This is an optimization exercise on Yosys and OpenROAD, whose aim is small area, not a production implementation. Only simulation tests tie the RTL to the original design; equivalence was not proved. Power is estimated from default activity; no workload was simulated.

### design.v
`timescale 1ns / 1ps
module mmio_ctrl
    (
    input logic clk,                     
    input logic reset,                   
    input logic mmio_cs,                 
    input logic mmio_wr,                 
    input logic mmio_rd,                 
    input logic [21-1:0] mmio_addr,        
    input logic [32-1:0] mmio_wr_data,   
    output logic [32-1:0] mmio_rd_data,  
    output logic [32-1:0] core_ctrl_cs_array,  
    output logic [32-1:0] core_ctrl_wr_array,  
    output logic [32-1:0] core_ctrl_rd_array,  
    output logic [32-1:0][4-1:0] core_addr_reg_array,  
    input logic [32-1:0][32-1:0] core_data_rd_array,  
    output logic [32-1:0][32-1:0] core_data_wr_array  
    );
    localparam core_boundary = 5;
    localparam reg_boundary = 4; 
    logic[core_boundary-1:0] core_addr;
    logic [reg_boundary-1:0] reg_addr;
    assign core_addr = mmio_addr[(core_boundary + reg_boundary)-1 : reg_boundary];
    assign reg_addr = mmio_addr[reg_boundary-1 : 0];
    always_comb
    begin
        core_ctrl_cs_array = 0;  
        if(mmio_cs)
            core_ctrl_cs_array[core_addr] = 1;        
    end
    generate
        genvar i;
        for(i = 0; i < 32; i++) begin
            assign core_ctrl_rd_array[i] = mmio_rd;
            assign core_ctrl_wr_array[i] = mmio_wr;
            assign core_data_wr_array[i] = mmio_wr_data;
            assign core_addr_reg_array[i] = reg_addr;        
        end    
    endgenerate
    assign mmio_rd_data = core_data_rd_array[core_addr];
endmodule
`timescale 1ns / 1ps
module core_timer
    (
        input logic clk,     
        input logic reset,   
        input logic cs,                  
        input logic write,              
        input logic read,               
        input logic [4-1:0] addr,         
        input logic [32-1:0]  wr_data,    
        output logic [32-1:0]  rd_data           
    );
    localparam TOTAL_COUNT = 64;             
    logic [TOTAL_COUNT - 1:0] count_curr_reg;    
    localparam REG_CNTLOW_OFFSET = 2'b00;
    localparam REG_CNTHIGH_OFFSET = 2'b01;
    localparam REG_CTRL_OFFSET = 2'b10;
    localparam REG_CTRL_GO_POS = 1'b0;
    localparam REG_CTRL_CLEAR_POS = 1'b1;
    logic ctrl_curr;   
    logic wr_en;       
    logic wr_lo;       
    logic wr_hi;       
    logic clear;      
    logic go;
    always_ff @(posedge clk, posedge reset)
        if(reset)
            count_curr_reg <= 0;
        else
            if(clear)
                count_curr_reg <= 0;
            else if(wr_lo)
                count_curr_reg[31:0] <= wr_data;     
            else if(wr_hi)
                count_curr_reg[63:32] <= wr_data;    
            else if(go)
                count_curr_reg <= count_curr_reg + 1;
    always_ff @(posedge clk, posedge reset)
        if(reset)
            ctrl_curr <= 0;
        else
            if(wr_en)
                ctrl_curr <= wr_data[REG_CTRL_GO_POS];
   assign wr_en = write && cs && (addr[1:0] == REG_CTRL_OFFSET);
   assign wr_lo = write && cs && (addr[1:0] == REG_CNTLOW_OFFSET);
   assign wr_hi = write && cs && (addr[1:0] == REG_CNTHIGH_OFFSET);
   assign clear = wr_en && wr_data[REG_CTRL_CLEAR_POS];
   assign go = ctrl_curr;
   always_comb
   begin
        rd_data = 0;
        case(addr[1:0])
            REG_CNTLOW_OFFSET:  rd_data = count_curr_reg[31:0];  
            REG_CNTHIGH_OFFSET:  rd_data = {32'h0000, count_curr_reg[63:32]};   
            default: ;   
        endcase
   end
endmodule
`timescale 1ns / 1ps
module reg_file
    #(parameter DATA_WIDTH = 8, 
                ADDR_WIDTH = 2)
    (
        input logic clk,     
        input logic wr_en,   
        input logic [ADDR_WIDTH-1:0] wr_addr,    
        input logic [ADDR_WIDTH-1:0] rd_addr,    
        input logic [DATA_WIDTH-1:0] wr_data,    
        output logic [DATA_WIDTH-1:0] rd_data    
    );
    localparam array_max_index = 2**ADDR_WIDTH -1;
    logic [DATA_WIDTH-1:0] array_reg [0:array_max_index];    
    always_ff  @(posedge clk) begin
        if(wr_en)
            array_reg[wr_addr] <= wr_data;
    end
    assign rd_data = array_reg[rd_addr];
endmodule
`timescale 1ns / 1ps
module FIFO_ctrl
    #(parameter ADDR_WIDTH = 4)  
    (
    input logic clk,                         
    input logic reset,                       
    input logic ctrl_rd, ctrl_wr,            
    output logic flag_empty, flag_full,      
    output logic [ADDR_WIDTH-1:0] wr_addr,   
    output logic [ADDR_WIDTH-1:0] rd_addr   
    );
    logic  [ADDR_WIDTH-1:0] wr_ptr_curr, wr_ptr_next;    
    logic  [ADDR_WIDTH-1:0] rd_ptr_curr, rd_ptr_next;    
    logic full_curr, full_next;  
    logic empty_curr, empty_next;  
    always_ff @(posedge clk, posedge reset)
        if(reset)
            begin
                wr_ptr_curr <= 0;
                rd_ptr_curr <= 0;
                full_curr <= 1'b0;
                empty_curr <= 1'b1;
            end
        else
            begin
                wr_ptr_curr <= wr_ptr_next ;
                rd_ptr_curr <= rd_ptr_next ;
                full_curr <= full_next ;
                empty_curr <= empty_next;
            end
    always_comb 
    begin
        wr_ptr_next = wr_ptr_curr;
        rd_ptr_next = rd_ptr_curr;
        full_next = full_curr;
        empty_next = empty_curr;
        unique case({ctrl_wr, ctrl_rd})
            2'b01: begin
                if(~empty_curr) begin 
                        rd_ptr_next  = rd_ptr_curr + 1; 
                        full_next = 1'b0;    
                        if(rd_ptr_next == wr_ptr_curr)
                            empty_next = 1'b1;
                    end
            end
            2'b10: begin
                if(~full_curr) begin
                    wr_ptr_next = wr_ptr_curr + 1;
                    empty_next = 1'b0;   
                    if(wr_ptr_next == rd_ptr_curr)
                        full_next = 1'b1;
                end
            end
           2'b11: begin
                wr_ptr_next  = wr_ptr_curr + 1;
                rd_ptr_next  = rd_ptr_curr + 1;
           end
           default : ;   
        endcase
    end
    assign flag_full = full_curr;
    assign flag_empty = empty_curr;
    assign wr_addr = wr_ptr_curr;
    assign rd_addr = rd_ptr_curr;
endmodule
`timescale 1ns / 1ps
module FIFO
    #(parameter
    DATA_WIDTH = 8,
    ADDR_WIDTH = 4  
    )
    (
        input logic clk,     
        input logic reset,   
        input logic ctrl_rd,      
        input logic ctrl_wr,      
        output logic flag_empty,  
        output logic flag_full,   
        output logic [DATA_WIDTH-1:0] rd_data, 
        input logic [DATA_WIDTH-1:0] wr_data
    );
    logic [ADDR_WIDTH-1:0] wr_addr;
    logic [ADDR_WIDTH-1:0] rd_addr;
    logic wr_en;
    logic full_status; 
   assign wr_en = ctrl_wr & ~flag_full;
   FIFO_ctrl #(.ADDR_WIDTH(ADDR_WIDTH)) controller(.*);
   reg_file 
   #(.DATA_WIDTH(DATA_WIDTH), .ADDR_WIDTH(ADDR_WIDTH))
   register_file(.*);  
endmodule
`timescale 1ns / 1ps
module baud_rate_generator
    #(parameter MOD_BIT_WIDTH = 10) 
    (
        input logic clk,     
        input logic reset,   
        input logic [MOD_BIT_WIDTH : 0] programmable_mod,        
        output logic sampling_tick
    );
    localparam COUNTER_WIDTH = 10;
    logic [COUNTER_WIDTH:0] cnt_reg;
    logic [COUNTER_WIDTH:0] cnt_next;
    always_ff @(posedge clk, posedge reset)
        if(reset)
            cnt_reg <= 0;
        else
            cnt_reg <= cnt_next;
     assign cnt_next = (cnt_reg == programmable_mod)? 0 : (cnt_reg + 1); 
     assign sampling_tick = (cnt_reg == 1);
endmodule
`timescale 1ns / 1ps
module uart_tx
    #(parameter
        DATA_BIT = 8,   
        SAMPLING_STOP_BIT = 16   
     )
    (
        input logic clk,     
        input logic reset,   
        input logic tx_start,            
        input logic [DATA_BIT-1:0] din,  
        input logic baud_rate_tick,      
        output logic tx_complete_tick,   
        output logic tx                  
    );
    typedef enum {IDLE_ST, START_ST, DATA_ST, STOP_ST} state_type;
    localparam OVERSAMPLING_NUM = 16;    
    localparam OVERSAMPLING_BIT_WIDTH = $clog2(OVERSAMPLING_NUM);
    localparam DATA_BIT_WIDTH = $clog2(DATA_BIT);
    localparam START_BIT_SAMPLING_THRESHOLD = 7;     
    localparam DATA_BIT_SAMPLING_THRESHOLD = 15;     
    state_type state_reg, state_next;
    logic [DATA_BIT_WIDTH - 1:0] ndata_reg, ndata_next;
    logic [OVERSAMPLING_BIT_WIDTH-1:0] nsample_reg, nsample_next;
    logic [DATA_BIT-1:0] shift_out_reg, shift_out_next;
    logic tx_reg, tx_next;  
    always_ff @(posedge clk, posedge reset)
        if(reset) 
            begin
                state_reg <= IDLE_ST;
                ndata_reg <= 0;
                nsample_reg <= 0;
                shift_out_reg <= 0;
                tx_reg <= 1'b1; 
            end
        else 
            begin
                state_reg <= state_next;
                ndata_reg <= ndata_next;
                nsample_reg <= nsample_next;
                shift_out_reg <= shift_out_next;
                tx_reg <= tx_next;
            end
    always_comb
    begin
        state_next = state_reg;
        ndata_next = ndata_reg;
        nsample_next = nsample_reg;
        shift_out_next = shift_out_reg;
        tx_complete_tick = 1'b0;         
        tx_next = tx_reg;
        case (state_reg)
            IDLE_ST: 
                begin
                    tx_next = 1'b1;
                    if(tx_start) 
                    begin
                        state_next = START_ST;
                        nsample_next = 0;
                        shift_out_next = din;
                    end
                end
            START_ST:
                begin
                    tx_next = 1'b0;
                    if(baud_rate_tick) 
                    begin
                        if(nsample_reg == (OVERSAMPLING_NUM-1)) 
                        begin
                            state_next = DATA_ST;
                            nsample_next = 0;
                            ndata_next = 0;
                        end
                        else
                        begin
                            nsample_next = nsample_reg + 1;
                        end
                    end   
                end
            DATA_ST:
                begin
                    tx_next = shift_out_reg[0];  
                    if(baud_rate_tick)
                    begin
                        if(nsample_reg == (OVERSAMPLING_NUM - 1))
                        begin
                            nsample_next = 0;
                            shift_out_next = shift_out_reg >> 1;
                            if(ndata_reg == (DATA_BIT - 1))
                                state_next = STOP_ST;
                            else
                                ndata_next = ndata_reg + 1;
                        end
                        else
                            nsample_next = nsample_reg + 1;                        
                    end
                end
            STOP_ST:
                begin
                    tx_next = 1'b1;
                    if(baud_rate_tick)
                    begin
                        if(nsample_reg == (SAMPLING_STOP_BIT-1))
                        begin
                            state_next = IDLE_ST;
                            tx_complete_tick = 1'b1;
                        end
                        else
                        begin
                            nsample_next = nsample_reg + 1;
                        end
                    end
                end
            default: ;  
        endcase
    end    
    assign tx = tx_reg;
endmodule
`timescale 1ns / 1ps
module uart_rx
    #(parameter
        DATA_BIT = 8,   
        SAMPLING_STOP_BIT = 16   
     )
    (
        input logic clk,     
        input logic reset,   
        input logic rx,      
        input logic baud_rate_tick,  
        output logic rx_complete_tick,   
        output logic [DATA_BIT-1:0] dout     
    );
    typedef enum {IDLE_ST, START_ST, DATA_ST, STOP_ST} state_type;
    localparam OVERSAMPLING_NUM = 16;    
    localparam OVERSAMPLING_BIT_WIDTH = $clog2(OVERSAMPLING_NUM);
    localparam DATA_BIT_WIDTH = $clog2(DATA_BIT);
    localparam START_BIT_SAMPLING_THRESHOLD = 7;     
    localparam DATA_BIT_SAMPLING_THRESHOLD = 15;     
    state_type state_reg, state_next;
    logic [DATA_BIT_WIDTH-1:0] ndata_reg, ndata_next;
    logic [OVERSAMPLING_BIT_WIDTH-1:0] nsample_reg, nsample_next;
    logic [DATA_BIT-1:0] shift_out_reg, shift_out_next;
    logic rx_meta_reg;
    logic rx_stable_reg;
    always_ff @(posedge clk, posedge reset)
        if(reset)
            rx_meta_reg <= 0;
        else
            rx_meta_reg <= rx;
    always_ff @(posedge clk, posedge reset)
        if(reset)
            rx_stable_reg <= 0;
        else
            rx_stable_reg <= rx_meta_reg;
    always_ff @(posedge clk, posedge reset)
        if(reset) 
            begin
                state_reg <= IDLE_ST;
                ndata_reg <= 0;
                nsample_reg <= 0;
                shift_out_reg <= 0;
            end
        else 
            begin
                state_reg <= state_next;
                ndata_reg <= ndata_next;
                nsample_reg <= nsample_next;
                shift_out_reg <= shift_out_next;
            end
    always_comb 
    begin
        state_next = state_reg;
        ndata_next = ndata_reg;
        nsample_next = nsample_reg;
        shift_out_next = shift_out_reg;
        rx_complete_tick = 1'b0;         
        case(state_reg)
            IDLE_ST:
                begin
                    if(~rx_stable_reg) begin
                        state_next = START_ST;
                        nsample_next = 0;
                    end 
                end
            START_ST:
                begin
                    if(baud_rate_tick) begin
                        if(nsample_reg == START_BIT_SAMPLING_THRESHOLD) begin
                            state_next = DATA_ST;
                            nsample_next = 0;    
                            ndata_next = 0;
                        end
                        else begin
                            nsample_next = nsample_reg + 1;
                        end
                    end
                end
            DATA_ST:
                begin
                    if(baud_rate_tick) begin 
                        if(nsample_reg == DATA_BIT_SAMPLING_THRESHOLD) begin
                            nsample_next = 0;
                            shift_out_next = {rx_stable_reg, shift_out_reg[DATA_BIT-1:1]};
                            if(ndata_reg == DATA_BIT - 1) begin
                                state_next = STOP_ST;
                            end
                            else begin
                                ndata_next = ndata_reg + 1;
                            end
                        end
                        else begin
                            nsample_next = nsample_reg + 1;
                        end                        
                    end
                end
            STOP_ST:
                begin
                    if(baud_rate_tick) begin
                        if(nsample_reg == (SAMPLING_STOP_BIT - 1)) begin
                            state_next = IDLE_ST; 
                            rx_complete_tick = 1'b1;
                        end
                        else begin
                            nsample_next = nsample_reg + 1;
                        end
                    end
                end
            default: ;  
        endcase
    end
    assign dout = shift_out_reg;   
endmodule
`timescale 1ns / 1ps
module uart_sys
    #(
        parameter 
        UART_DATA_BIT = 8,                    
        UART_STOP_BIT_SAMPLING_NUM = 16,      
        FIFO_ADDR_WIDTH = 2,             
        FIFO_DATA_WIDTH = UART_DATA_BIT              
    )
    (
        input logic clk,     
        input logic reset,   
        input logic ctrl_wr,                 
        input logic [UART_DATA_BIT-1:0] wr_data,  
        output logic tx,                           
        output logic tx_full,            
        input logic ctrl_rd,                     
        output logic [UART_DATA_BIT-1:0] rd_data,     
        input logic rx,                  
        output logic rx_empty,           
        input logic [10:0] baud_rate_programmable_mod  
    );
    logic baud_rate_common_sampling_tick;    
    logic tx_fifo_empty;    
    logic tx_uart_start;
    logic tx_uart_complete_flag;
    logic [UART_DATA_BIT-1:0] tx_uart_din;
    logic rx_uart_complete_flag;
    logic [UART_DATA_BIT-1:0] rx_uart_dout;    
    baud_rate_generator baud_rate_unit
    (.clk(clk), 
    .reset(reset),
    .programmable_mod(baud_rate_programmable_mod),
    .sampling_tick(baud_rate_common_sampling_tick));
    FIFO #(.DATA_WIDTH(FIFO_DATA_WIDTH), .ADDR_WIDTH(FIFO_ADDR_WIDTH))
    fifo_tx 
    (.clk(clk),
    .reset(reset),
    .ctrl_rd(tx_uart_complete_flag),   
    .ctrl_wr(ctrl_wr),                 
    .flag_empty(tx_fifo_empty),     
    .flag_full(tx_full),             
    .rd_data(tx_uart_din),           
    .wr_data(wr_data));              
    uart_tx #(.DATA_BIT(UART_DATA_BIT), .SAMPLING_STOP_BIT(UART_STOP_BIT_SAMPLING_NUM))
    uart_tx_unit
    (.clk(clk),
    .reset(reset),
    .tx_start(tx_uart_start),  
    .din(tx_uart_din),
    .baud_rate_tick(baud_rate_common_sampling_tick),
    .tx_complete_tick(tx_uart_complete_flag),
    .tx(tx));
    FIFO #(.DATA_WIDTH(FIFO_DATA_WIDTH), .ADDR_WIDTH(FIFO_ADDR_WIDTH))
    fifo_rx
    (.clk(clk),
    .reset(reset),
    .ctrl_rd(ctrl_rd),       
    .ctrl_wr(rx_uart_complete_flag),     
    .flag_empty(rx_empty),       
    .flag_full(),                
    .rd_data(rd_data),           
    .wr_data(rx_uart_dout));       
    uart_rx #(.DATA_BIT(UART_DATA_BIT), .SAMPLING_STOP_BIT(UART_STOP_BIT_SAMPLING_NUM))
    uart_rx_unit
    (.clk(clk),
    .reset(reset),
    .rx(rx),         
    .baud_rate_tick(baud_rate_common_sampling_tick),
    .rx_complete_tick(rx_uart_complete_flag),
    .dout(rx_uart_dout));
    assign tx_uart_start = ~tx_fifo_empty;
endmodule
`timescale 1ns / 1ps
module core_uart
    #(
        parameter 
        UART_DATA_BIT = 8,                   
        UART_STOP_BIT_SAMPLING_NUM = 16,     
        FIFO_ADDR_WIDTH = 8,                 
        FIFO_DATA_WIDTH = UART_DATA_BIT      
    )
    (
        input logic clk,     
        input logic reset,   
        input logic cs,    
        input logic write,              
        input logic read,               
        input logic [4-1:0] addr,         
        input logic [32-1:0]  wr_data,    
        output logic [32-1:0]  rd_data,
        output logic tx,     
        input logic rx      
     );
     logic uart_rq_wr;       
     logic uart_rq_rd;       
     logic uart_rq_baud_rate_set;     
     logic[UART_DATA_BIT-1:0] uart_rd_data;
     localparam BAUD_RATE_BIT_WIDTH = 10;   
     logic tx_full;
     logic rx_empty;
     logic [10:0] baud_rate_reg;     
     uart_sys 
     #(
        .UART_DATA_BIT(UART_DATA_BIT),
        .UART_STOP_BIT_SAMPLING_NUM(UART_STOP_BIT_SAMPLING_NUM),
        .FIFO_ADDR_WIDTH(FIFO_ADDR_WIDTH),
        .FIFO_DATA_WIDTH(FIFO_DATA_WIDTH)
    ) main_system
    (
        .clk(clk),
        .reset(reset),
        .ctrl_wr(uart_rq_wr),
        .wr_data(wr_data[UART_DATA_BIT-1:0]),
        .tx(tx),
        .tx_full(tx_full),
        .ctrl_rd(uart_rq_rd),
        .rd_data(uart_rd_data),
        .rx(rx),
        .rx_empty(rx_empty),
        .baud_rate_programmable_mod(baud_rate_reg)
    );
     always_ff @(posedge clk, posedge reset)
        if(reset) 
            baud_rate_reg <= 0;  
        else begin
            if(uart_rq_baud_rate_set)
                baud_rate_reg <= wr_data[BAUD_RATE_BIT_WIDTH:0];
        end
    assign uart_rq_baud_rate_set = (write && cs && (addr[2:0] == 1));
    assign uart_rq_wr = (write && cs && (addr[2:0] == 2));
    assign uart_rq_rd = (write && cs && (addr[2:0] == 3));
    always_comb
        case(addr[2:0])
            0: rd_data = {30'h0000_0000, tx_full, rx_empty};
            4: rd_data = {32'(uart_rd_data)};
            default: rd_data = {32'(uart_rd_data)};
        endcase
endmodule
`timescale 1ns / 1ps
module core_gpo
    #(parameter W = 8)   
    (
        input logic clk,     
        input logic reset,   
        input logic cs,      
        input logic write,
        input logic read,   
        input logic [4-1:0] addr,         
        input logic [32-1:0]  wr_data,    
        output logic [32-1:0]  rd_data,
        output logic [W-1:0] dout
    );
    logic [W-1:0] data_curr;     
    logic wr_en;
    always_ff @(posedge clk, posedge reset)
        if(reset)
            data_curr <= 0;
        else
            if(wr_en)
                data_curr <= wr_data[W-1:0];  
    assign wr_en = cs && write;  
    assign rd_data = 0;          
    assign dout = data_curr;
endmodule
`timescale 1ns / 1ps
module core_gpi
    #(parameter W = 8)   
    (
        input logic clk,     
        input logic reset,   
        input logic cs,                  
        input logic write,               
        input logic read,                
        input logic [4-1:0] addr,          
        input logic [32-1:0]  wr_data,     
        output logic [32-1:0]  rd_data,    
        input logic [W-1:0] din
    );
    logic [W-1:0] rd_curr;   
    always_ff @(posedge clk, posedge reset)
        if(reset)
            rd_curr <= 0;
        else
            rd_curr <= din;
   assign rd_data[W-1:0] = rd_curr;  
   assign rd_data[32-1:W] = 0;         
endmodule
`timescale 1ns / 1ps
module core_gpio
    #(parameter PORT_WIDTH = 16)     
    (
        input logic clk,     
        input logic reset,   
        input logic cs,                 
        input logic write,             
        input logic read,               
        input logic [4-1:0] addr,         
        input logic [32-1:0] wr_data,     
        output logic [32-1:0] rd_data,    
        input logic [PORT_WIDTH-1:0] din,    
        output logic [PORT_WIDTH-1:0] dout,  
        output logic [PORT_WIDTH-1:0] doe    
    );
    logic wr_data_en;      
    logic ctrl_dir_en;     
    logic rd_en;      
    logic [PORT_WIDTH - 1:0] wr_data_reg;
    logic [PORT_WIDTH - 1:0] rd_data_reg;
    logic [PORT_WIDTH - 1:0] dir_data_reg;
    localparam REG_DATA_OUT_OFFSET = 2'b00;
    localparam REG_DATA_IN_OFFSET = 2'b01;
    localparam REG_CTRL_DIRECTION_OFFSET = 2'b10;
    always_ff @(posedge clk, posedge reset)
        if(reset) begin        
            wr_data_reg <= 0;
            rd_data_reg <= 0;
            dir_data_reg <= 0;   
        end
        else begin
            rd_data_reg <= din;
            if(wr_data_en)
                wr_data_reg <= wr_data[PORT_WIDTH-1:0];
            if(ctrl_dir_en) 
                dir_data_reg <= wr_data[PORT_WIDTH-1:0];     
        end
    assign wr_data_en = write && cs && (addr[1:0] == REG_DATA_OUT_OFFSET);
    assign ctrl_dir_en = write && cs && (addr[1:0] == REG_CTRL_DIRECTION_OFFSET);
    assign rd_en = read && cs;
    generate
        genvar i;
        for(i = 0; i < PORT_WIDTH; i++) begin
            assign dout[i] = wr_data_reg[i];
            assign doe[i] = dir_data_reg[i];
        end    
    endgenerate
    always_comb 
    begin
        rd_data = 0;
        case({rd_en, addr[1:0]})
            {1'b1, REG_DATA_IN_OFFSET}          : rd_data[PORT_WIDTH-1:0] = rd_data_reg;
            {1'b1, REG_CTRL_DIRECTION_OFFSET}   : rd_data[PORT_WIDTH-1:0] = dir_data_reg; 
            default                             : ;  
        endcase
    end     
endmodule
`timescale 1ns / 1ps
module spi_sys
    #(parameter 
    DATA_BIT = 8,   
    MAX_SPI_CLOCK_WIDTH = 16   
    )
    (
    input logic clk,         
    input logic reset,       
    input logic [DATA_BIT-1:0] mosi_data_write,    
    input logic [MAX_SPI_CLOCK_WIDTH-1:0] count_mod,  
    input logic cpol,
    input logic cpha,
    input logic start,         
    output logic [DATA_BIT-1:0] miso_assembled_data, 
    output logic spi_complete_flag,  
    output logic spi_ready_flag,    
    output logic sclk,   
    input logic miso,    
    output logic mosi    
    );
    localparam DATA_BIT_LOG = $clog2(DATA_BIT); 
    typedef enum{ST_IDLE, ST_FHALF, ST_SHALF} state_type;
    state_type state_reg, state_next;
    logic pclk;  
    logic spi_clk_reg, spi_clk_next;     
    logic[MAX_SPI_CLOCK_WIDTH-1:0] clk_cnt_reg, clk_cnt_next;  
    logic[DATA_BIT_LOG-1:0] data_cnt_reg, data_cnt_next;  
    logic[DATA_BIT-1:0] miso_reg, miso_next;     
    logic[DATA_BIT-1:0] mosi_reg, mosi_next;     
    always_ff @(posedge clk, posedge reset)
        if(reset)
        begin
            state_reg <= ST_IDLE;
            clk_cnt_reg <= 0;
            spi_clk_reg <= 0;
            data_cnt_reg <= 0;
            miso_reg <= 0;
            mosi_reg <= 0;        
        end
        else
        begin
            state_reg <= state_next;
            clk_cnt_reg <= clk_cnt_next;
            spi_clk_reg <= spi_clk_next;
            data_cnt_reg <= data_cnt_next;
            miso_reg <= miso_next;
            mosi_reg <= mosi_next;
        end    
    always_comb
    begin
        state_next = state_reg;
        clk_cnt_next = clk_cnt_reg;
        data_cnt_next = data_cnt_reg;
        miso_next = miso_reg;
        mosi_next = mosi_reg;
        spi_ready_flag = 1'b0;    
        spi_complete_flag = 1'b0;   
        case(state_reg)
            ST_IDLE: 
            begin
                spi_ready_flag = 1'b1;
                if(start)
                begin
                    state_next = ST_FHALF;
                    mosi_next = mosi_data_write;
                    clk_cnt_next = 0;
                    data_cnt_next = 0;
               end
            end
            ST_FHALF:
            begin
                if(clk_cnt_reg == count_mod) 
                begin
                    miso_next = {miso_reg[DATA_BIT-2:0], miso};
                    state_next = ST_SHALF;
                    clk_cnt_next = 0;
                end
                else 
                begin
                    clk_cnt_next = clk_cnt_reg + 1;
                end
            end
            ST_SHALF:
            begin
                if(clk_cnt_reg == count_mod) 
                begin
                    if(data_cnt_reg == (DATA_BIT-1))
                    begin
                        state_next = ST_IDLE;
                        spi_complete_flag = 1'b1;
                    end
                    else
                    begin
                        mosi_next = {mosi_reg[DATA_BIT-2:0], 1'b0};
                        state_next = ST_FHALF;
                        data_cnt_next = data_cnt_reg + 1;
                        clk_cnt_next = 0;
                    end
                end
                else 
                begin
                    clk_cnt_next = clk_cnt_reg + 1;
                end
            end
            default: ;  
        endcase
    end
    assign pclk = (state_next == ST_SHALF && ~cpha) || (state_next == ST_FHALF && cpha);
    assign spi_clk_next = (cpol)? ~pclk : pclk;
    assign mosi = mosi_reg[DATA_BIT-1];  
    assign miso_assembled_data = miso_reg;
    assign sclk = spi_clk_reg;
endmodule
`timescale 1ns / 1ps
module core_spi
    #(
        parameter 
        SPI_SLAVE_NUM = 1,  
        SPI_DATA_BIT = 8,     
        MAX_SPI_CLOCK_WIDTH = 16     
    )
    (
        input logic clk,     
        input logic reset,   
        input logic cs,    
        input logic write,              
        input logic read,               
        input logic [4-1:0] addr,         
        input logic [32-1:0]  wr_data,    
        output logic [32-1:0]  rd_data,
        output logic spi_sclk,
        output logic spi_mosi,
        input logic spi_miso,
        output logic[SPI_SLAVE_NUM-1:0] spi_ss_n,     
        output logic spi_data_or_command           
    );
   localparam REG_WIDTH = 32;
   localparam REG_SPI_SCLK_W = 16;
   localparam SPI_REG_ADDR_W = $clog2(6);
   localparam SPI_TOTAL_STATUS_FLAG_NUM = 1;
   localparam ZERO_PAD_RD_DATA_MISO = {(REG_WIDTH - SPI_DATA_BIT){1'b0}};
   localparam ZERO_PAD_RD_DATA_STATUS = {(REG_WIDTH - SPI_TOTAL_STATUS_FLAG_NUM){1'b0}};
   localparam SPI_REG_STATUS = SPI_REG_ADDR_W'(0);
   localparam SPI_REG_SS = SPI_REG_ADDR_W'(1);
   localparam SPI_REG_MOSI_WR = SPI_REG_ADDR_W'(2);
   localparam SPI_REG_MISO_RD = SPI_REG_ADDR_W'(3);
   localparam SPI_REG_CTRL = SPI_REG_ADDR_W'(4);
   localparam SPI_REG_SCLK = SPI_REG_ADDR_W'(5);
   localparam SPI_REG_DC = SPI_REG_ADDR_W'(6);
   logic wr_en;
   logic wr_ss;
   logic wr_spi_start;
   logic wr_ctrl;
   logic wr_sclk;
   logic wr_dc;
   logic rd_en;
   logic cpol;
   logic cpha;
   logic [MAX_SPI_CLOCK_WIDTH-1:0] sclk_mod;
   logic [SPI_DATA_BIT-1:0] spi_miso_reassembled;
   logic spi_ready_flag;
   logic [REG_WIDTH-1:0] ctrl_reg, ctrl_next;
   logic[SPI_SLAVE_NUM-1:0] spi_ss_reg, spi_ss_next;
   logic [REG_WIDTH-1:0] spi_dc_reg, spi_dc_next;
   logic[MAX_SPI_CLOCK_WIDTH-1:0] spi_sclk_mod_reg, spi_sclk_mod_next;     
   spi_sys spi_controller
   (
    .clk(clk),
    .reset(reset),
    .mosi_data_write(wr_data[SPI_DATA_BIT-1:0]),
    .count_mod(sclk_mod),
    .cpol(cpol),
    .cpha(cpha),
    .start(wr_spi_start),
    .miso_assembled_data(spi_miso_reassembled),
    .spi_complete_flag(),    
    .spi_ready_flag(spi_ready_flag),
    .sclk(spi_sclk),
    .mosi(spi_mosi),
    .miso(spi_miso)
   );
   always_ff @(posedge clk, posedge reset)
        if(reset)
            begin
                spi_sclk_mod_reg <= {MAX_SPI_CLOCK_WIDTH{1'b0}};
                ctrl_reg <= {REG_WIDTH{1'b0}};  
                spi_ss_reg <= {SPI_SLAVE_NUM{1'b1}};
                spi_dc_reg <= {REG_WIDTH{1'b1}};
            end
        else
            begin
                if(wr_sclk)
                    spi_sclk_mod_reg <= spi_sclk_mod_next;
                if(wr_ctrl)
                    ctrl_reg <= ctrl_next;
                if(wr_ss)
                    spi_ss_reg <= spi_ss_next;
                if(wr_dc)
                    spi_dc_reg <= spi_dc_next;
            end    
   assign wr_en         = write && cs;
   assign wr_ss         = wr_en && (addr[SPI_REG_ADDR_W-1:0] == SPI_REG_SS);
   assign wr_spi_start  = wr_en && (addr[SPI_REG_ADDR_W-1:0] == SPI_REG_MOSI_WR);    
   assign wr_ctrl       = wr_en && (addr[SPI_REG_ADDR_W-1:0] == SPI_REG_CTRL);
   assign wr_sclk       = wr_en && (addr[SPI_REG_ADDR_W-1:0] == SPI_REG_SCLK);
   assign wr_dc         = wr_en && (addr[SPI_REG_ADDR_W-1:0] == SPI_REG_DC);
   assign spi_ss_next       = wr_data[SPI_SLAVE_NUM-1:0];
   assign ctrl_next         = wr_data;
   assign spi_sclk_mod_next = wr_data[MAX_SPI_CLOCK_WIDTH-1:0];
   assign spi_dc_next       = wr_data;
   assign cpol = ctrl_reg[0];
   assign cpha = ctrl_reg[1];
   assign sclk_mod = spi_sclk_mod_reg;
   assign spi_data_or_command = spi_dc_reg[0];
   assign spi_ss_n = spi_ss_reg;
   assign rd_en = read && cs;    
   always_comb
   begin
        rd_data = 0;
        case({rd_en, addr[SPI_REG_ADDR_W-1:0]})
            {1'b1, SPI_REG_MISO_RD} : rd_data = {ZERO_PAD_RD_DATA_MISO, spi_miso_reassembled};
            {1'b1, SPI_REG_STATUS}  : rd_data = {ZERO_PAD_RD_DATA_STATUS, spi_ready_flag};
            default                 : ;  
        endcase
    end
endmodule
`timescale 1ns / 1ps
module i2c_master_controller
    #(parameter
        I2C_CLK_WIDTH = 16,        
        I2C_TOTAL_CMD_NUM = 3,    
        I2C_DATA_BIT = 8
     )
    (
        input logic clk,     
        input logic reset,   
        input logic [I2C_CLK_WIDTH-1:0] user_cnt_mod,  
        input logic [2:0] user_cmd,  
        input logic wr_i2c,                    
        input logic [I2C_DATA_BIT-1:0] din,          
        output logic ready_flag,     
        output logic done_flag,      
        output logic ack, 
        output logic [I2C_DATA_BIT-1:0] dout,    
        output logic scl_drive_low,  
        output logic sda_drive_low,  
        input logic sda_in,          
        output debug_scl_sim,
        output debug_sda_sim
    );
    localparam DATA_BIT_W = $clog2(I2C_DATA_BIT);
    localparam TOTAL_BIT_INC_ACK_OR_NACK = I2C_DATA_BIT + 1;     
    localparam DUMMY_BIT = 1'b0;     
    localparam CMD_NOP      = 3'b000;    
    localparam CMD_START    = 3'b001;    
    localparam CMD_WR       = 3'b010;    
    localparam CMD_RD       = 3'b011;    
    localparam CMD_STOP     = 3'b100;    
    localparam CMD_REPEAT   = 3'b101;    
    typedef enum{
        ST_IDLE,    
        ST_HOLD,
        ST_START_01,
        ST_START_02,
        ST_DATA_01,
        ST_DATA_02,
        ST_DATA_03,
        ST_DATA_04,
        ST_STOP_01,
        ST_STOP_02,
        ST_DATA_END,
        ST_REPEAT
    }state_type;
    state_type state_reg, state_next;
    logic [I2C_CLK_WIDTH-1:0] phase_quarter;     
    logic [I2C_CLK_WIDTH-1:0] phase_half;
    logic [I2C_CLK_WIDTH-1:0] clk_cnt_reg, clk_cnt_next;     
    logic [2:0] cmd_reg, cmd_next;     
    logic [TOTAL_BIT_INC_ACK_OR_NACK-1:0] tx_reg, tx_next;    
    logic [TOTAL_BIT_INC_ACK_OR_NACK-1:0] rx_reg, rx_next;   
    logic [3:0]  data_cnt_reg, data_cnt_next;  
    logic sda_reg, sda_next;     
    logic scl_reg, scl_next;     
    logic phase_data;    
    logic nack;          
    logic set_hiz;       
    logic condition_read_slave_data;     
    logic condition_master_read_ack;     
    always_ff @(posedge clk, posedge reset)
    begin
        if(reset)
        begin
            state_reg <= ST_IDLE;   
            clk_cnt_reg <= 0;
            cmd_reg <= CMD_START;
            tx_reg <= 0;
            rx_reg <= 0;
            data_cnt_reg <= 0;
            sda_reg <= 1'b1;    
            scl_reg <= 1'b1;
        end
        else
        begin
            state_reg <= state_next;   
            clk_cnt_reg <= clk_cnt_next;
            cmd_reg <= cmd_next;
            tx_reg <= tx_next;
            rx_reg <= rx_next;
            data_cnt_reg <= data_cnt_next;
            sda_reg <= sda_next;
            scl_reg <= scl_next;
        end
    end
    assign phase_quarter = user_cnt_mod;    
    assign phase_half = (phase_quarter << 1); 
    always_comb
    begin
        clk_cnt_next = clk_cnt_reg + 1;
        state_next = state_reg;
        cmd_next = cmd_reg;
        tx_next = tx_reg;
        rx_next = rx_reg;
        data_cnt_next = data_cnt_reg;
        scl_next = 1'b1;
        sda_next = 1'b1;
        ready_flag = 1'b0;    
        done_flag = 1'b0;
        phase_data = 1'b0;
        case (state_reg)
            ST_IDLE:
            begin
                ready_flag = 1'b1;
                if(wr_i2c && user_cmd == CMD_START) 
                begin
                    state_next = ST_START_01;
                    clk_cnt_next = 0;
                end
            end
            ST_START_01:
            begin
                scl_next = 1'b1;
                sda_next = 1'b0;    
                if(clk_cnt_reg == phase_half)
                begin
                    state_next = ST_START_02;
                    clk_cnt_next = 0;
                end
            end
            ST_START_02:
            begin
                scl_next = 1'b0;
                sda_next = 1'b0;
                if(clk_cnt_reg == phase_half)
                begin
                    state_next = ST_HOLD;
                    clk_cnt_next = 0;
                end
            end
            ST_HOLD:
            begin
                ready_flag = 1'b1;   
                sda_next = 1'b0;
                scl_next = 1'b0;
                if(wr_i2c)
                begin
                    cmd_next = user_cmd;
                    clk_cnt_next = 0;
                    case(user_cmd)
                        CMD_WR:
                        begin
                            state_next = ST_DATA_01;
                            data_cnt_next = 0;   
                            tx_next = {din, DUMMY_BIT};
                        end
                        CMD_RD:
                        begin
                            state_next = ST_DATA_01;
                            data_cnt_next = 0;   
                            tx_next = {din, nack};
                        end
                        CMD_REPEAT:
                            state_next = ST_REPEAT;
                        CMD_START:
                            state_next = ST_REPEAT;
                        CMD_STOP:
                            state_next = ST_STOP_01;
                        default: state_next = ST_HOLD;
                    endcase 
                end
            end
            ST_DATA_01:
            begin
                sda_next = tx_reg[8];    
                scl_next = 1'b0;
                phase_data = 1'b1;
                if(clk_cnt_reg == phase_quarter)
                begin
                    state_next = ST_DATA_02;
                    clk_cnt_next = 0;
                end   
            end
            ST_DATA_02:
            begin
                sda_next = tx_reg[8];    
                scl_next = 1'b1;         
                phase_data = 1'b1;
                if(clk_cnt_reg == phase_quarter)
                begin
                    clk_cnt_next = 0;
                    state_next = ST_DATA_03;
                    rx_next = {rx_reg[7:0], sda_in};                    
                end    
            end 
            ST_DATA_03:
            begin
                sda_next = tx_reg[8];    
                scl_next = 1'b1;         
                phase_data = 1'b1;
                if(clk_cnt_reg == phase_quarter)
                begin
                    clk_cnt_next = 0;
                    state_next = ST_DATA_04;
                end                
            end
            ST_DATA_04:
                 begin
                    sda_next = tx_reg[8];    
                    scl_next = 1'b0;         
                    phase_data = 1'b1;
                    if(clk_cnt_reg == phase_quarter)
                    begin
                        clk_cnt_next = 0;
                        if(data_cnt_reg == TOTAL_BIT_INC_ACK_OR_NACK-1)
                        begin
                            state_next = ST_DATA_END;
                            done_flag = 1'b1;    
                        end
                        else
                        begin
                            state_next = ST_DATA_01;
                            data_cnt_next = data_cnt_reg + 1;
                            tx_next = {tx_reg[7:0], DUMMY_BIT};
                        end
                    end
                 end
            ST_DATA_END:
            begin
                sda_next = 1'b0;
                scl_next = 1'b0;
                if(clk_cnt_reg == phase_quarter)
                begin
                    state_next = ST_HOLD;
                    clk_cnt_next = 0;
                end
            end
           ST_REPEAT:
           begin
                scl_next = 1'b1;
                sda_next = 1'b1;
                if(clk_cnt_reg == phase_half)
                begin
                    state_next = ST_START_01;
                    clk_cnt_next = 0;
                end
           end  
            ST_STOP_01:
            begin
                sda_next = 1'b0;
                scl_next = 1'b1;
                if(clk_cnt_reg == phase_half)
                begin
                    clk_cnt_next = 0;
                    state_next = ST_STOP_02;
                end
            end
            ST_STOP_02:
            begin
                sda_next = 1'b1;
                scl_next = 1'b1;
                if(clk_cnt_reg == phase_half)
                begin
                    clk_cnt_next = 0;
                    state_next = ST_IDLE;
                end
            end
            default:    ;    
        endcase
    end
    assign condition_read_slave_data = (phase_data && (cmd_reg == CMD_RD) && (data_cnt_reg < 8));
    assign condition_master_read_ack = (phase_data && (cmd_reg == CMD_WR) && (data_cnt_reg == 8));
    assign set_hiz = (condition_read_slave_data || condition_master_read_ack);
    assign sda_drive_low = ~(set_hiz || sda_reg);
    assign debug_sda_sim = (set_hiz || sda_reg) ? 1'b1 : 1'b0;   
    assign scl_drive_low = ~scl_reg;
    assign debug_scl_sim = (scl_reg) ? 1'b1 : 1'b0;    
    assign dout = rx_reg[8:1]; 
    assign ack = rx_reg[0]; 
    assign nack = din[0];
endmodule
`timescale 1ns / 1ps
module core_i2c_master
    #(parameter
        I2C_DATA_BIT = 8,
        I2C_TOTAL_CMD_NUM = 3    
    )
    (
        input logic clk,     
        input logic reset,   
        input logic cs,    
        input logic write,              
        input logic read,               
        input logic [4-1:0] addr,         
        input logic [32-1:0]  wr_data,    
        output logic [32-1:0]  rd_data,
        output logic scl_drive_low,
        output logic sda_drive_low,
        input logic sda_in
    );
    localparam I2C_REG_READ_OFFSET      = 2'b00;  
    localparam I2C_REG_CLKMOD_OFFSET    = 2'b01; 
    localparam I2C_REG_WRITE_OFFSET     = 2'b10;
    localparam I2C_REG_WRITE_BIT_POS_CMD_START  = 8;
    localparam I2C_REG_WRITE_BIT_POS_CMD_END    = 10;
    logic wr_en;
    logic wr_clkmod;
    logic[I2C_TOTAL_CMD_NUM-1:0] user_cmd;
    logic wr_i2c;
    logic [I2C_DATA_BIT-1:0] din;
    logic ready_flag;
    logic ack;
    logic [I2C_DATA_BIT-1:0] dout;
    logic [15:0] clkmod_reg, clkmod_next;
    i2c_master_controller #(.I2C_DATA_BIT(I2C_DATA_BIT))
    unit
    (
        .clk(clk),
        .reset(reset),
        .user_cnt_mod(clkmod_reg),
        .user_cmd(user_cmd),
        .wr_i2c(wr_i2c),
        .din(din),
        .ready_flag(ready_flag),
        .ack(ack),
        .dout(dout),
        .scl_drive_low(scl_drive_low),
        .sda_drive_low(sda_drive_low),
        .sda_in(sda_in),
        .done_flag(),   
        .debug_scl_sim(),
        .debug_sda_sim() 
    ); 
    always_ff @(posedge clk, posedge reset)
        if(reset)
            clkmod_reg <= 0;     
        else
            if(wr_clkmod)
                clkmod_reg <= clkmod_next;
    assign wr_en = cs & write;
    assign wr_clkmod = wr_en & (addr[1:0] == I2C_REG_CLKMOD_OFFSET);
    assign wr_i2c = wr_en & (addr[1:0] == I2C_REG_WRITE_OFFSET);
    assign din = wr_data[I2C_DATA_BIT-1:0];
    assign user_cmd = wr_data[I2C_REG_WRITE_BIT_POS_CMD_END: I2C_REG_WRITE_BIT_POS_CMD_START];
    assign clkmod_next = wr_data[15:0]; 
    assign rd_data = {22'b0, ready_flag, ack, dout};
endmodule
`timescale 1ns / 1ps
module mmio_sys
    #(
        parameter 
        SW_NUM = 8,    
        LED_NUM = 8,   
        GPIO_PORT_NUM = 4,   
        UART_DATA_BIT = 8,                   
        UART_STOP_BIT_SAMPLING_NUM = 16,     
        SPI_DATA_BIT = 8,     
        SPI_SLAVE_NUM = 1,   
        I2C_DATA_BIT = 8
    )
    (
    input logic clk,     
    input logic reset,   
    input logic mmio_cs,         
    input logic mmio_wr,
    input logic mmio_rd,
    input logic [21-1:0] mmio_addr,  
    input logic [32-1:0] mmio_wr_data,    
    output logic [32-1:0] mmio_rd_data,    
    input logic [SW_NUM-1:0] sw,  
    output logic [LED_NUM-1:0] led,   
    input logic [GPIO_PORT_NUM-1:0] gpio_in,    
    output logic [GPIO_PORT_NUM-1:0] gpio_out,  
    output logic [GPIO_PORT_NUM-1:0] gpio_oe,   
    input logic uart_rx,     
    output logic uart_tx,    
    output logic spi_sclk,   
    output logic spi_mosi,   
    input logic spi_miso,    
    output logic [SPI_SLAVE_NUM-1:0] spi_ss_n,   
    output logic spi_data_or_command,             
    output logic i2c_scl_drive_low,  
    output logic i2c_sda_drive_low,  
    input logic i2c_sda_in           
    );
    logic [32-1:0] core_ctrl_cs_array;  
    logic [32-1:0] core_ctrl_wr_array;  
    logic [32-1:0] core_ctrl_rd_array;  
    logic [32-1:0][4-1:0] core_addr_reg_array;  
    logic [32-1:0][32-1:0] core_data_rd_array;  
    logic [32-1:0][32-1:0] core_data_wr_array;  
    mmio_ctrl ctrl_unit
    (
        .clk(clk),
        .reset(reset),
        .mmio_cs(mmio_cs),  
        .mmio_rd(mmio_rd),
        .mmio_wr(mmio_wr),
        .mmio_addr(mmio_addr),
        .mmio_wr_data(mmio_wr_data),
        .mmio_rd_data(mmio_rd_data),
        .core_ctrl_cs_array(core_ctrl_cs_array),     
        .core_ctrl_wr_array(core_ctrl_wr_array),     
        .core_ctrl_rd_array(core_ctrl_rd_array),     
        .core_data_wr_array(core_data_wr_array),     
        .core_data_rd_array(core_data_rd_array),     
        .core_addr_reg_array(core_addr_reg_array)     
    );
    core_timer timer_unit
    (
        .clk(clk),
        .reset(reset),
        .cs(core_ctrl_cs_array[0]),
        .write(core_ctrl_wr_array[0]),
        .read(core_ctrl_rd_array[0]),
        .addr(core_addr_reg_array[0]),
        .wr_data(core_data_wr_array[0]),
        .rd_data(core_data_rd_array[0])    
    );
    core_uart
    #(
       .UART_DATA_BIT(UART_DATA_BIT),
       .UART_STOP_BIT_SAMPLING_NUM(UART_STOP_BIT_SAMPLING_NUM),
       .FIFO_ADDR_WIDTH(4),  
       .FIFO_DATA_WIDTH(UART_DATA_BIT)
    )
    uart_unit
    (
        .clk(clk),
        .reset(reset),
        .cs(core_ctrl_cs_array[1]),
        .write(core_ctrl_wr_array[1]),
        .read(core_ctrl_rd_array[1]),
        .addr(core_addr_reg_array[1]),
        .wr_data(core_data_wr_array[1]),
        .rd_data(core_data_rd_array[1]),
        .tx(uart_tx),
        .rx(uart_rx)
    );
    core_gpo #(.W(LED_NUM)) gpo_unit
    (
        .clk(clk),
        .reset(reset),
        .cs(core_ctrl_cs_array[2]),
        .write(core_ctrl_wr_array[2]),
        .read(core_ctrl_rd_array[2]),
        .addr(core_addr_reg_array[2]),
        .wr_data(core_data_wr_array[2]),
        .rd_data(core_data_rd_array[2]),
        .dout(led)   
    );
    core_gpi #(.W(SW_NUM)) gpi_unit
    (
        .clk(clk),
        .reset(reset),
        .cs(core_ctrl_cs_array[3]),
        .write(core_ctrl_wr_array[3]),
        .read(core_ctrl_rd_array[3]),
        .addr(core_addr_reg_array[3]),
        .wr_data(core_data_wr_array[3]),
        .rd_data(core_data_rd_array[3]),
        .din(sw)     
    ); 
    core_gpio #(.PORT_WIDTH(GPIO_PORT_NUM)) gpio_unit
    (
        .clk(clk),
        .reset(reset),
        .cs(core_ctrl_cs_array[4]),
        .write(core_ctrl_wr_array[4]),
        .read(core_ctrl_rd_array[4]),
        .addr(core_addr_reg_array[4]),
        .wr_data(core_data_wr_array[4]),
        .rd_data(core_data_rd_array[4]),
        .din(gpio_in),
        .dout(gpio_out),
        .doe(gpio_oe)
    ); 
    core_spi #(.SPI_DATA_BIT(SPI_DATA_BIT), .SPI_SLAVE_NUM(SPI_SLAVE_NUM)) spi_unit
    (
        .clk(clk),
        .reset(reset),
        .cs(core_ctrl_cs_array[5]),
        .write(core_ctrl_wr_array[5]),
        .read(core_ctrl_rd_array[5]),
        .addr(core_addr_reg_array[5]),
        .wr_data(core_data_wr_array[5]),
        .rd_data(core_data_rd_array[5]),
        .spi_sclk(spi_sclk),
        .spi_mosi(spi_mosi),
        .spi_miso(spi_miso),
        .spi_ss_n(spi_ss_n),
        .spi_data_or_command(spi_data_or_command)
    );
    core_i2c_master #(.I2C_DATA_BIT(I2C_DATA_BIT)) i2c_master_unit
    (
        .clk(clk),
        .reset(reset),
        .cs(core_ctrl_cs_array[6]),
        .write(core_ctrl_wr_array[6]),
        .read(core_ctrl_rd_array[6]),
        .addr(core_addr_reg_array[6]),
        .wr_data(core_data_wr_array[6]),
        .rd_data(core_data_rd_array[6]),
        .scl_drive_low(i2c_scl_drive_low),
        .sda_drive_low(i2c_sda_drive_low),
        .sda_in(i2c_sda_in)
    );
    generate
        genvar i;
            for(i = 7; i < 32; i++)
            begin
                assign core_data_rd_array[i] = 32'hFFFF_FFFF;
            end
        endgenerate
endmodule
### run.sh
#!/bin/bash
# synth_recipe.tcl (not shown) runs the flow's synth.tcl, then flattens the netlist and writes it again
# the make line also repeats each setting of config.mk as NAME=value (left out here)
make -C /OpenROAD-flow-scripts/flow DESIGN_CONFIG=/design/flow/config.mk WORK_HOME=/design/flow/orfs CLKGATE_MAP_FILE= SYNTH_SCRIPT=/design/flow/synth_recipe.tcl finish
### config.mk
export PLATFORM = sky130hd
export DESIGN_NAME = mmio_sys
export DESIGN_NICKNAME = mmio_sys
export VERILOG_FILES = /design/flow/design.v
export SDC_FILE = /design/flow/constraint.sdc
export NUM_CORES = 4
export LEC_CHECK = 0
export CAP_MARGIN = 20
export CORE_MARGIN = 2
export CORE_UTILIZATION = 40
export SLEW_MARGIN = 20
### constraint.sdc
create_clock -name core_clock -period 10.0 [get_ports {clk}]
set_input_delay 2.0000 -clock core_clock [delete_from_list [all_inputs] [get_ports {clk}]]
set_output_delay 2.0000 -clock core_clock [all_outputs]
set_load 0.01 [all_outputs]
Figure 1. Congestion heat map.
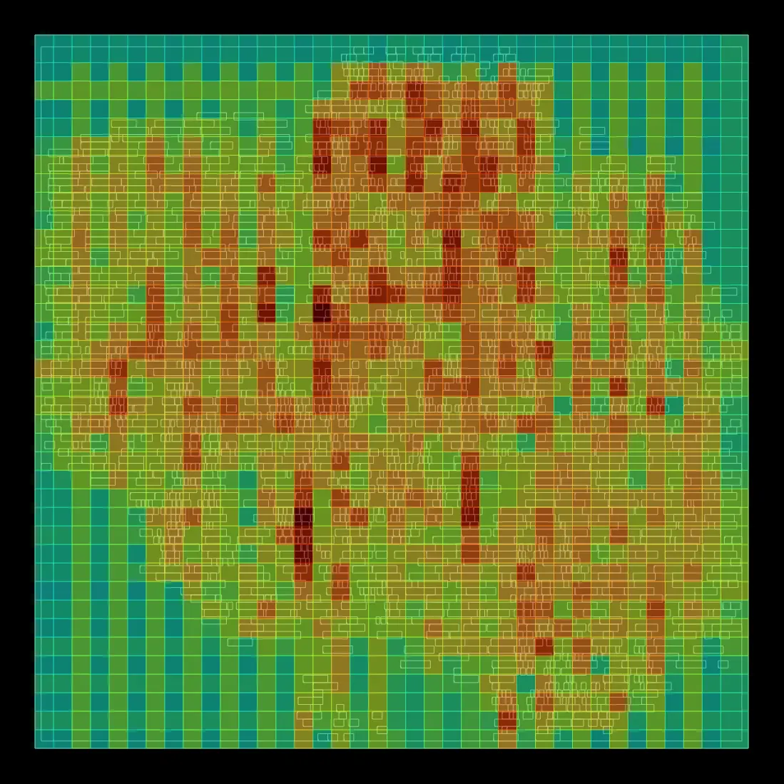
busiest grt layer: met2
met3 GRT Util: 3.52%
met1 Usage GRT: 28.7%
routed len/inst: 21.8 µm
grt met2 use: 32.0%

Figure 2. Placed cells, one color a class.
(2 px per µm) Fill, decap, tap and diode cells in gray.
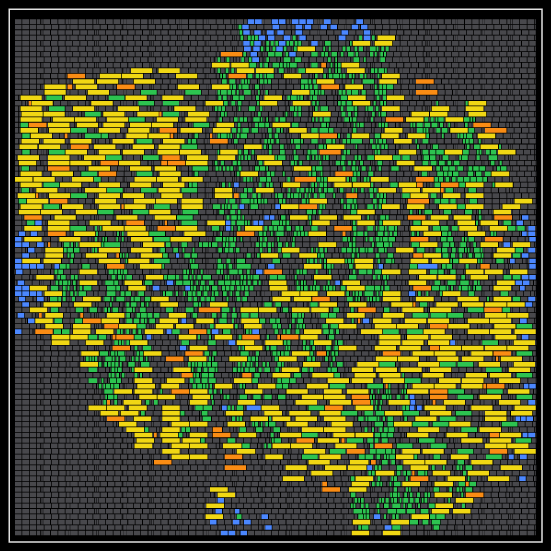
- clock drivers and dummy loads: orange (cells 120; share of their area 7.4%)
- flops: yellow (cells 579; share of their area 52%)
- other buffers and delay cells: blue (cells 149; share of their area 4.7%)
- all other logic: green (cells 1561; share of their area 36%)

Figure 3. Sequential cells grouped by signal name.
(2 px per µm) Other sequential cells in the stronger gray, the rest of the logic in the fainter gray.
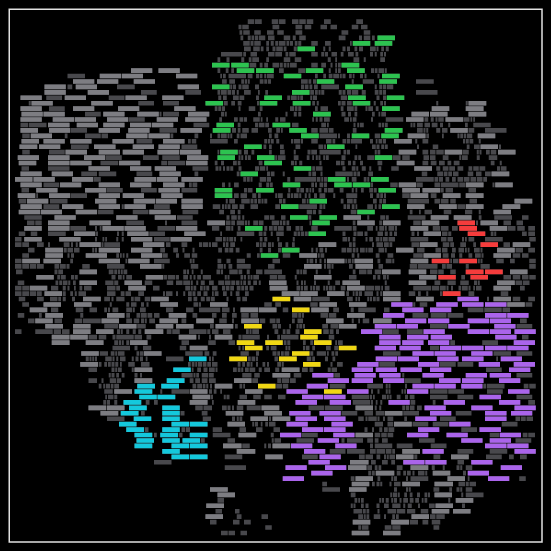
- spi_unit.spi_controller.clk_cnt_reg: yellow (placed flops 16)
- uart_unit.main_system.baud_rate_unit.cnt_reg: red (placed flops 11; where right middle)
- timer_unit.count_curr_reg: green (placed flops 64; where top middle)
- uart_unit.main_system.fifo_tx.register_file.array_reg: purple (placed flops 128)
- spi_unit.spi_controller.state_reg: cyan (placed flops 32)

Figure 4. Sizing map.
(2 px per µm)
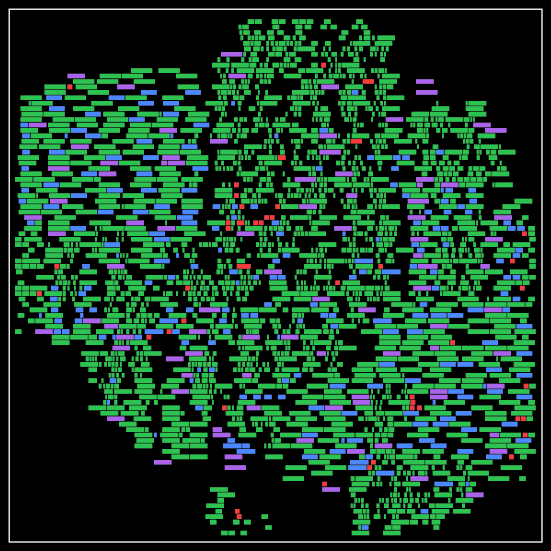
- drive 2: blue (cells 220; most used mux2_2)
- drive 1 or less: green (cells 2055; most used dfrtp_1)
- drive 3 to 4: red (cells 44; most used buf_4)
- drive 6 and up: purple (cells 90; most used clkbuf_16)

==> summary.md <==
| Metric | Value |
|---|---|
| Worst skew pair latency | approximately 0.61 ns |
| CP Max Fanout | 32 |
| Share of post-route cells with drive strength above 1 | ~15% |
| Total power draw | 5.94 mW |
| Post-cts resize count | 0 |
| Initial Utilization | between 40% and 50% |
| Adder-cell share of the synthesized area | under 10% |
| Post-route ant nets | 0 |
| Via density | 5.75 |
| Leakage power | around 12 nW |
| Post-synthesis instance area | 27400 µm² |
| Average size of a mapped cell | 11.9 µm² |
| Fin. Hold Viols | 0 |
| Worst endpoint required time | approximately 8.0 ns |
| Vias post-DR | 18887 |
| Area taken by multi-input logic gates | around 11000 µm² |
| Root buffer cell | clkbuf_16 |
| Number of distinct library cells after synthesis | 73 |
| Largest net degree at the start of global routing | 186 |
| Tcrit/Tclk final | 77.2% |
| Status | no timing/DRC/antenna violations |
| Yosys top cell by area | dfrtp_1 |
| Compound-cell area share of the yosys netlist | 9.88% |
| Final Wtd Congestion | roughly 0.9 |
| Number of flops mapped to enable cells by yosys | ~260 |
| Vias in the first global route | about 19000 |
| TNS Setup | 0 ns |
| Syn Inst Count | 2292 |
| F_max | about 130 MHz |
| Highest-delay cell along the critical path | clkdlybuf4s50_1 |
| Placed insts | ~3200 |
| Yosys reg bits | 579 |
| Area contributors post-synth | dfrtp_1, edfxtp_1, mux4_2 |
| RSZ-0062 raised after global routing | no |
| Util after Layout | between 40% and 50% |
| Final #Nets | around 2500 |
| Synth Warn # | 15 |
| Die Y-Extent | between 200 and 300 µm |
| CP Class | in -> out |
| Mapped Nets | about 2400 |
| Drt total wl | just over 70 mm |
| GRT Total Usage | 20.4% |
| Multiplexer share of the synthesized area | a little under an eighth |
| FP Rows | 95 |
| Clk_skew | 0.0270 ns |
| TritonCTS clock tree | built |
| Pins over their slew limit | 0 |
| Post-Synth XOR/XNOR Area | 3.87% |
| Remaining DRCs | 0 |
| Most numerous cell in the Yosys netlist | dfrtp_1 |
| Die X-Extent | roughly 270 µm |
| Max transition margin | roughly 26% |
| Fill count | between 5000 and 6000 |
| Clk slew on worst S/H paths | around 0.05 ns |
| CP Capture Type | output pin |
| Critical Path Max Stage Delay | 0.67 ns |
| Hold Worst Slack | roughly 0.35 ns |
| CTS H-tree lvls | 3 |
| GR Overflow Total | 0 |
| RR Startpoint | timer_unit.count_curr_reg[11]$_DFFE_PP0P_ |
| Crit path from | mmio_addr[4] |
| Sequential element share of the synthesized area | between 50% and 60% |
| Area Growth Syn to Fin | 15.6% |
| Clock buffer depth | 3 |
| Asr flop ratio synth | 55.8% |
| DRT Pass-1 Iters | 5 |
| Hold-fix buffers, CTS | 0 |
| Min-delay src | uart_unit.main_system.uart_rx_unit.rx_meta_reg$_DFF_PP0_ |
| Worst Hold Class | reg -> reg |
| Final setup viols | 0 |
| Combinational family with the most area after synthesis | simple AND/OR/NAND/NOR gates |
| Sequential standard cell area | around 16000 µm² |
| Tmin final | slightly below 8 ns |
[power breakdown]
part           switching [mW]  internal (mW)  total, mW
clock                   0.996           1.53       2.52
combinational           0.399          0.271      0.670
sequential              0.148           2.61       2.75
[placed cells by master, fill, tap and decap left out, types with 44 or more instances in the layout]
cell type and instances:
clkbuf_16 67, nand2_1 160, nand3_1 71, dfrtp_1 312
o21ai_0 216, clkdlybuf4s50_1 113, xor2_1 78, mux2i_1 44
nor4_1 48, a21oi_1 96, mux4_2 78, mux2_2 95
nor2_1 199, nor3_1 44, edfxtp_1 256
[layout make-up]
type	instances	area share [%]
antenna	3	0.0237
clock buffer	84	5.72
inverter	41	0.498
clock inverter	36	1.46
multi-input combinational	1520	34.4
timing repair buffer	149	4.53
tap	873	3.45
sequential	579	49.9
[critical path: cells and delay by family]
| family | cells | cell delay (ns) |
|---|---|---|
| adders and majority gates | 1 | 0.28 |
| and+or+nand+nor | 3 | 0.47 |
| AOI/OAI and AO/OA | 4 | 1.40 |
| buffers and inverters | 4 | 1.55 |
[cell families (layout without fill, tap and decap cells)]
| group | after synthesis | after routing |
|---|---|---|
| other cells | 0 | 3 |
| flops | 579 | 579 |
| buf+inv | 193 | 310 |
| xor+xnor | 121 | 121 |
| fa+ha+maj | 37 | 37 |
| simple gates | 684 | 684 |
| compound gates | 460 | 460 |
| mux | 218 | 218 |
[per-layer routing]
layer  GRT usage (%)  share of wire (%)
met1            28.7                 45
met2            32.0                 46
met3            3.52                6.0
met4            7.09                3.2
met5               0              0.064
[through the flow]
| step | worst slack, ns | cell area (µm²) |
|---|---|---|
| after floorplan | 3.37 | 27400 |
| after global placement | 2.38 | 29300 |
| after CTS | 2.32 | 31600 |
| final | 2.28 | 31600 |
| after global routing | 1.94 | 31600 |
| after detailed placement | 2.34 | 29300 |
[path summary, 6_finish.rpt]
kind / end / slack [ns] / depth (start not counted)
hold / removal: uart_unit.main_system.uart_rx_unit.rx_stable_reg$_DFF_PP0_ / 0.35 / 0
hold reg to reg: uart_unit.main_system.uart_rx_unit.rx_stable_reg$_DFF_PP0_ / 0.35 / 0
setup / recovery: mmio_rd_data[0] / 2.28 / 12
min in group asynchronous: gpio_unit.rd_data_reg[3]$_DFF_PP0_ / 1.94 / 2
max in group asynchronous: timer_unit.count_curr_reg[22]$_DFFE_PP0P_ / 5.97 / 5
setup reg to reg: timer_unit.count_curr_reg[58]$_DFFE_PP0P_ / 6.65 / 7

[re-timing with driven ports]
Ports are ideal in the flow. The routed layout listed here was re-timed in OpenROAD. Step 1 (the two cells are an assumption about what drives the block):
set clk [get_ports {clk}]
set_driving_cell -lib_cell sky130_fd_sc_hd__clkbuf_16 $clk
set_driving_cell -lib_cell sky130_fd_sc_hd__buf_2 [delete_from_list [all_inputs] $clk]
Step 2 times the ports against the registers' clock, not the clock port: input delays grow and output delays shrink by t, the midpoint of the rising clock arrivals with the driver on. Three values: ideal ports, drivers, drivers and shift; two values: the first two.
t (ns): 0.655
setup slack, ns: 2.278 / 2.254 / 2.254
worst setup path at the end: input to output
cell pins on the clock port's net: 1
After both steps this run still meets setup and hold. The setup slack of this run moves by -0.024 ns with the drivers and by -0.024 ns with both steps.
